Source: an optimization exercise on an open RTL-to-GDS flow (aim: small area, a short achievable clock period and few clock cycles per item). Production flows keep margins and buffers that such runs may drop. Function was checked by simulation only, so behaviour that the tests miss may differ from the original.

===== design/flow/config.mk =====
export PLATFORM = sky130hd
export DESIGN_NAME = execution_unit
export DESIGN_NICKNAME = execution_unit
export VERILOG_FILES = /design/flow/design.v
export SDC_FILE = /design/flow/constraint.sdc
export NUM_CORES = 4
export LEC_CHECK = 0
export CAP_MARGIN = 20
export CORE_MARGIN = 2
export CORE_UTILIZATION = 40
export SLEW_MARGIN = 20

===== design/flow/constraint.sdc =====
create_clock -name core_clock -period 10.0 [get_ports {clk}]
set_input_delay 2.0000 -clock core_clock [delete_from_list [all_inputs] [get_ports {clk}]]
set_output_delay 2.0000 -clock core_clock [all_outputs]
set_load 0.01 [all_outputs]

===== design/flow/design.v =====
typedef struct packed { logic req; logic [2:0] req_id; logic req_type; logic [63:0] req_data1; logic [63:0] req_data2;} req_pkt_type;
typedef struct packed { logic rsp; logic [2:0] rsp_id; logic [63:0] rsp_data;} rsp_pkt_type;
module execution_unit (
input logic clk,
input logic rst_b,
input logic req,
input logic [2:0] req_id,
input logic req_type,
input logic [63:0] req_data1,
input logic [63:0] req_data2,
output logic fifo_full,
output logic rsp,
output logic [2:0] rsp_id,
output logic [63:0] rsp_data );
req_pkt_type input_req;
rsp_pkt_type output_rsp;
assign input_req = {req, req_id, req_type, req_data1, req_data2};
assign rsp = output_rsp.rsp;
assign rsp_id = output_rsp.rsp_id;
assign rsp_data = output_rsp.rsp_data;
logic write_in, read;
req_pkt_type output_req;
logic mul_req, mul_rsp, mul_grant, mul_free;
logic [2:0] mul_req_id, mul_rsp_id;
logic [63:0] mul_rsp_data;
logic add_req, add_rsp, add_grant, add_free;
logic [2:0] add_req_id, add_rsp_id;
logic [63:0] add_rsp_data;
logic [1:0] rr_req;
logic [1:0] rr_grant;
assign write_in = input_req.req;
inp_fifo i_inp_fifo(.clk(clk), .rst_b(rst_b), .write_in(write_in), .read(read), .input_req(input_req), .output_req(output_req), .fifo_full(fifo_full));
assign read = output_req.req && (mul_req || add_req);
assign mul_req = output_req.req && (output_req.req_type == 1'b1) && mul_free;
mul i_mul (
.clk(clk), .rst_b(rst_b), 
.mul_req(mul_req),
.mul_req_id(output_req.req_id),
.mul_data1(output_req.req_data1),
.mul_data2(output_req.req_data2),
.grant(mul_grant),
.mul_rsp(mul_rsp),
.mul_rsp_id(mul_rsp_id),
.mul_rsp_data(mul_rsp_data),
.mul_free(mul_free)
);
assign add_req = output_req.req && (output_req.req_type == 1'b0) && add_free;
add i_add (
.clk(clk), .rst_b(rst_b), 
.add_req(add_req),
.add_req_id(output_req.req_id),
.add_data1(output_req.req_data1),
.add_data2(output_req.req_data2),
.grant(add_grant),
.add_rsp(add_rsp),
.add_rsp_id(add_rsp_id),
.add_rsp_data(add_rsp_data),
.add_free(add_free)
);
assign rr_req = {mul_rsp, add_rsp};
assign mul_grant = rr_grant[1];
assign add_grant = rr_grant[0];
assign rr_grant = {rr_req[1], rr_req[0] & ~rr_req[1]};
assign output_rsp.rsp = |rr_grant;
assign output_rsp.rsp_id = rr_grant[1] ? mul_rsp_id : rr_grant[0] ? add_rsp_id : '0;
assign output_rsp.rsp_data = rr_grant[1] ? mul_rsp_data : rr_grant[0] ? add_rsp_data : '0;
endmodule
module inp_fifo #(parameter DEPTH = 4, PTR_WIDTH = $clog2(DEPTH))
(
   input  logic   clk,
   input  logic   rst_b,
   input logic    write_in, 
   input logic    read, 
   input req_pkt_type input_req,  
   output req_pkt_type output_req,  
   output logic fifo_full   
);
logic fifo_empty;
logic [DEPTH-1:0][132:0] fifo_mem;  
logic [PTR_WIDTH-1 : 0] rd_ptr;
logic [PTR_WIDTH-1 : 0] wr_ptr;
logic [PTR_WIDTH : 0] count;
always_ff @(posedge clk or negedge rst_b)
begin
   if(~rst_b) begin
      wr_ptr     <= '0;       
      rd_ptr     <= '0;      
      count <= '0;
      fifo_mem <= '0;
   end else begin
   if(read) begin
         rd_ptr <= rd_ptr + 1'b1;                          
   end  
   if(write_in) begin
         fifo_mem[wr_ptr] <= input_req;              
         wr_ptr <= wr_ptr + 1'b1;           
   end
   if(read && !write_in) begin
	  count <= count - 1;
   end   
   else if(write_in && !read) begin
	  count <= count + 1;
   end   
   end
end   
assign output_req = !fifo_empty ? fifo_mem[rd_ptr] : '0;
assign fifo_empty = (count == 0) ? 1'b1 : 1'b0;                            
assign fifo_full = (count == DEPTH) ? 1'b1 : 1'b0;
endmodule
module add (
    input logic clk,
	input logic rst_b,
    input logic add_req,
	input logic [2:0] add_req_id,
	input logic [63:0] add_data1,
	input logic [63:0] add_data2,
	input logic grant,
	output logic add_rsp,
	output logic [2:0] add_rsp_id,
	output logic [63:0] add_rsp_data,
	output logic add_free
);
logic add_req_q;
logic [2:0] add_req_id_q;
logic [63:0] add_data1_q, add_data2_q;
logic add_rsp_prev;
logic [2:0] add_rsp_id_prev;
logic [64:0] add_rsp_data_prev;
always_ff @(posedge clk or negedge rst_b) begin
    if(!rst_b) begin
	    add_free <= 1'b1;
		add_rsp <= '0;
		add_rsp_id <= '0;
		add_rsp_data <= '0;
		add_rsp_prev <= '0;
		add_req_q <= '0;
	end else 
	begin
	    if(add_req) add_free <= 1'b0;
	    add_req_q <= add_req;
		add_req_id_q <= add_req_id;
		add_data1_q <= add_data1;
		add_data2_q <= add_data2;
		add_rsp_prev <= add_req_q;
		add_rsp_id_prev <= add_req_id_q;
		add_rsp_data_prev <= (add_data1_q + add_data2_q);
		if(grant) begin
		    add_free <= 1'b1;
			add_rsp <= 0;
			add_rsp_id <= '0;
			add_rsp_data <= '0;
		end else begin
			if(add_rsp_prev) begin
				add_rsp <= 1'b1;
				add_rsp_id <= add_rsp_id_prev;
				add_rsp_data <= add_rsp_data_prev[63:0];
			end
		end	
    end
end
endmodule
module mul (
    input logic clk,
	input logic rst_b,
    input logic mul_req,
	input logic [2:0] mul_req_id,
	input logic [63:0] mul_data1,
	input logic [63:0] mul_data2,
	input logic grant,
	output logic mul_rsp,
	output logic [2:0] mul_rsp_id,
	output logic [63:0] mul_rsp_data,
	output logic mul_free
);
logic mul_req_q;
logic [2:0] mul_req_id_q;
logic [63:0] mul_data1_q, mul_data2_q;
logic mul_req_q2;
logic [2:0] mul_req_id_q2;
logic [63:0] mul_data1_q2, mul_data2_q2;
logic mul_rsp_prev;
logic [2:0] mul_rsp_id_prev;
logic [128:0] mul_rsp_data_prev;
always_ff @(posedge clk or negedge rst_b) begin
    if(!rst_b) begin
	    mul_free <= 1'b1;
		mul_req_q <= '0;
		mul_req_q2 <= '0;
		mul_rsp <= '0;
		mul_rsp_id <= '0;
		mul_rsp_data <= '0;
		mul_rsp_prev <= '0;
	end else begin
	    if(mul_req) mul_free <= 1'b0;
	    mul_req_q <= mul_req;
		mul_req_id_q <= mul_req_id;
		mul_data1_q <= mul_data1;
		mul_data2_q <= mul_data2;
		mul_req_q2 <= mul_req_q;
		mul_req_id_q2 <= mul_req_id_q;
		mul_data1_q2 <= mul_data1_q;
		mul_data2_q2 <= mul_data2_q;
		mul_rsp_prev <= mul_req_q2;
		mul_rsp_id_prev <= mul_req_id_q2;
		mul_rsp_data_prev <= (mul_data1_q2 * mul_data2_q2);
		if(grant) begin
		    mul_free <= 1'b1;
			mul_rsp <= 0;
			mul_rsp_id <= '0;
			mul_rsp_data <= '0;
		end else begin
			if(mul_rsp_prev) begin
				mul_rsp <= 1'b1;
				mul_rsp_id <= mul_rsp_id_prev;
				mul_rsp_data <= mul_rsp_data_prev[63:0];
			end
		end	
    end
end
endmodule

===== design/flow/run.sh =====
#!/bin/bash
# synth_recipe.tcl (not shown) runs the flow's synth.tcl, then flattens the netlist and writes it again
# the make line also repeats each setting of config.mk as NAME=value (left out here)
make -C /OpenROAD-flow-scripts/flow DESIGN_CONFIG=/design/flow/config.mk WORK_HOME=/design/flow/orfs CLKGATE_MAP_FILE= SYNTH_SCRIPT=/design/flow/synth_recipe.tcl finish

Figure 1. Supply network.
Pins as bars on the die edge.
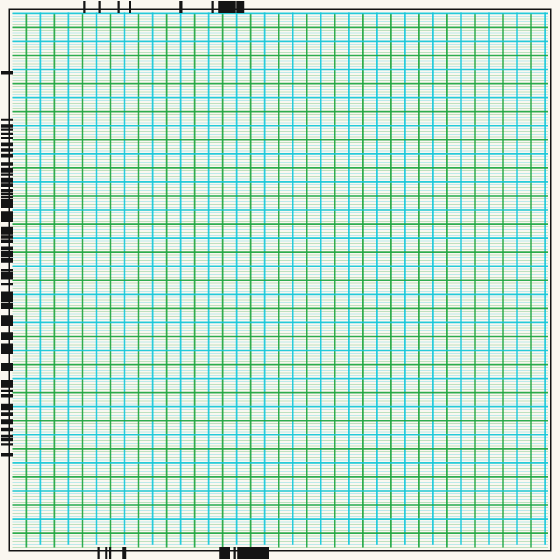
[cyan] VDD
[green] VSS
met1 rails: 191
signal pins: 204
met5 straps: 38
rows: 190
met4 straps: 38

Figure 2. Cells colored by class.
Bar = 200 um. Fill, decap, tap and diode cells in gray.
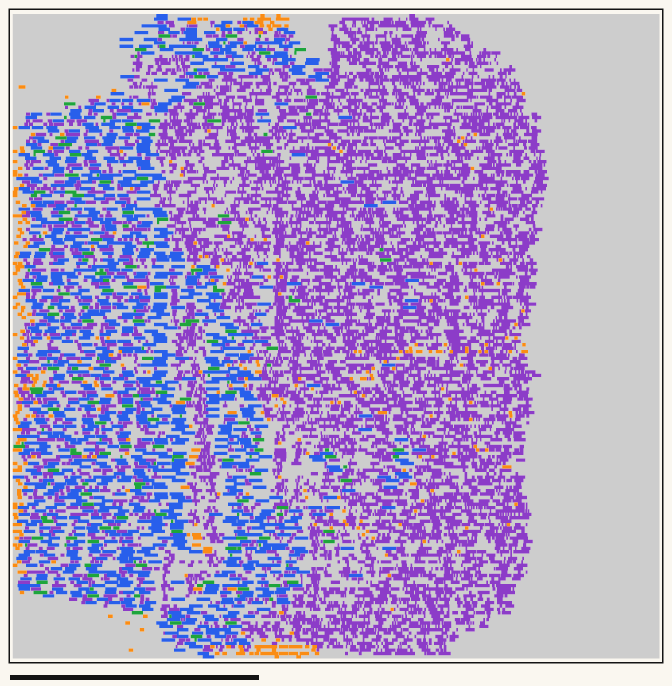
[green] clock drivers and dummy loads | cells: 195
[purple] all other logic | cells: 8350
[blue] flip-flops | cells: 1075
[orange] other buffers and delay cells | cells: 415

Figure 3. Clock distribution.
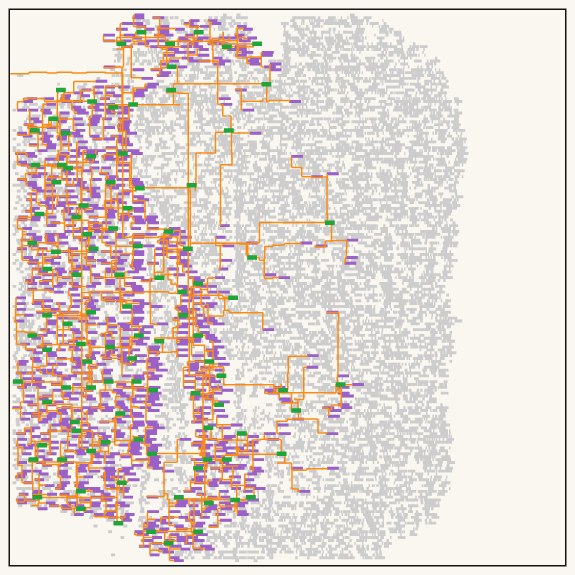
[orange] clock wires | length: 14500 um
[purple] flip-flops | count: 1075
[green] cells driving clock nets | count: 103
routed clock nets: 104

Figure 4. Wiring by layer.
Two of the layers only.
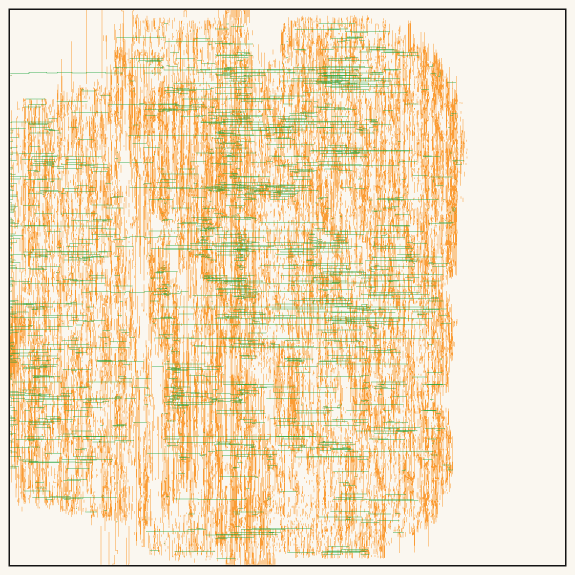
[orange] met2 | wire length: 145 mm
[green] met3 | wire length: 24.6 mm

==> impl_metrics.csv <==
group,metric,value,unit
sta,worst-slew-pin-transition,1.19,ns
drt,drt_wl_total,325000,um
placed_design,dpl.cell_count,13392,
cells_and_area,mostFrequentLayoutCell,"inv_1",
sta,hold_viol_final,0,
clocking,clockBufferDepth,3,
yosys,synth_edf_count,393,
yosys,synth_top_cell_area_share,0.341,
die,dieHeight,523,um
sta,skew,0.0293,ns
critical_path,crit_type,"flip-flop to flip-flop",
global_routing,grtUsageTotal,0.243,
global_routing,grt.overflow.total,0,
drt,firstDrtPassIters,6,
clocking,cts.clk_slew.worst_paths,0.07,ns
drt,via_per_inst,5.36,
critical_path,worst-path-buf-inv,7,
yosys,synth_flop_cell,"dfrtp_1",
yosys,seq_area_frac_synth,0.268,
outcome,status,"timing/DRC/antenna clean",
sta,slew_headroom,0.205,
die,rows,190,
die,num_io_pins,204,
global_routing,grt_pass1_wl,504000,um
sta,min_period,9.66,ns
Testbench counts, summed over its fixed seeds: cycles 52,462, items 16,000.
-- final cells by class --
cell class	count	area share
multi-input combinational	6412	0.590
sequential	1075	0.247
inverter	1938	0.0621
tap	3552	0.0380
timing repair buffer	415	0.0329
clock buffer	156	0.0260
clock inverter	39	0.00415
antenna	16	0.000342
-- flip-flops by register name (all words and copies together) (netlist names), 2 cells and up --
signal	cells
i_inp_fifo.fifo_mem	532
i_add.add_data2_q	64
i_add.add_rsp_data	64
i_add.add_rsp_data_prev	64
i_mul.mul_data1_q2	64
i_mul.mul_data1_q	64
i_mul.mul_data2_q2	64
i_mul.mul_rsp_data	64
i_mul.mul_rsp_data_prev	64
i_add.add_req_id_q	3
i_add.add_rsp_id	3
i_add.add_rsp_id_prev	3
i_inp_fifo.count	3
i_mul.mul_rsp_id	3
i_mul.mul_rsp_id_prev	3
i_inp_fifo.rd_ptr	2
i_inp_fifo.wr_ptr	2
-- stage by stage --
stage / util / cell area [sq um] / setup WS (ns)
floorplan: - / 108000 / 1.53
global placement: 0.424 / 114000 / 0.441
detailed placement: 0.424 / 114000 / 0.403
CTS: 0.437 / 117000 / 0.355
global route: 0.437 / 117000 / 0.0932
finish: 0.437 / 117000 / 0.341
-- routing by layer --
layer,track usage,up-vias
met5,0,-
met4,0.0700,12
met3,0.0380,443
met2,0.372,2811
met1,0.358,38742
li1,-,30846
-- final timing paths --
path,start,cells past startpoint,end
max reg2reg,i_mul.mul_data1_q2[21],25,i_mul.mul_rsp_data_prev[60]
max,i_mul.mul_data1_q2[21],25,i_mul.mul_rsp_data_prev[60]
max in group asynchronous,rst_b,3,i_inp_fifo.fifo_mem[10]
min reg2reg,i_mul.mul_req_q2,0,i_mul.mul_rsp_prev
min in group asynchronous,rst_b,1,i_inp_fifo.fifo_mem[251]
min,i_mul.mul_req_q2,0,i_mul.mul_rsp_prev
-- kinds of logic (layout without fill, tap and decap cells) --
group / after synthesis / count (layout) / synth area share
AOI/OAI and AO/OA: 1016 / 1016 / 0.0744
xor gates and xnor gates: 243 / 243 / 0.0198
adders and majority gates: 2212 / 2212 / 0.385
buffers and inverters: 2600 / 2548 / 0.0909
DFF: 1075 / 1075 / 0.268
muxes: 270 / 270 / 0.0406
other: 0 / 16 / 0
and+or+nand+nor: 2671 / 2671 / 0.121

==> re-timing with driven ports <==
How much do the figures lean on ideal ports? The routed layout below was timed once more, with nothing changed but the port constraints. Step 1 (the two cells are an assumption about what drives the block):
set clk [get_ports {clk}]
set_driving_cell -lib_cell sky130_fd_sc_hd__clkbuf_16 $clk
set_driving_cell -lib_cell sky130_fd_sc_hd__buf_2 [delete_from_list [all_inputs] $clk]
Step 2 times the ports against the registers' clock, not the clock port: input delays grow and output delays shrink by t, the midpoint of the rising clock arrivals with the driver on. a / b / c = no drivers / after step 1 / after step 2; a / b = the first two.
t (ns): 0.807
setup slack, ns: 0.341 / 0.341 / 0.341
worst hold slack (ns): 0.340 / 0.340 / 0.340
latest minus earliest clock arrival (ns): 0.045 / 0.044
After both steps this run still meets setup and hold. For this run, drivers alone change the setup slack by 0.000 ns; drivers and shift together by 0.000 ns.
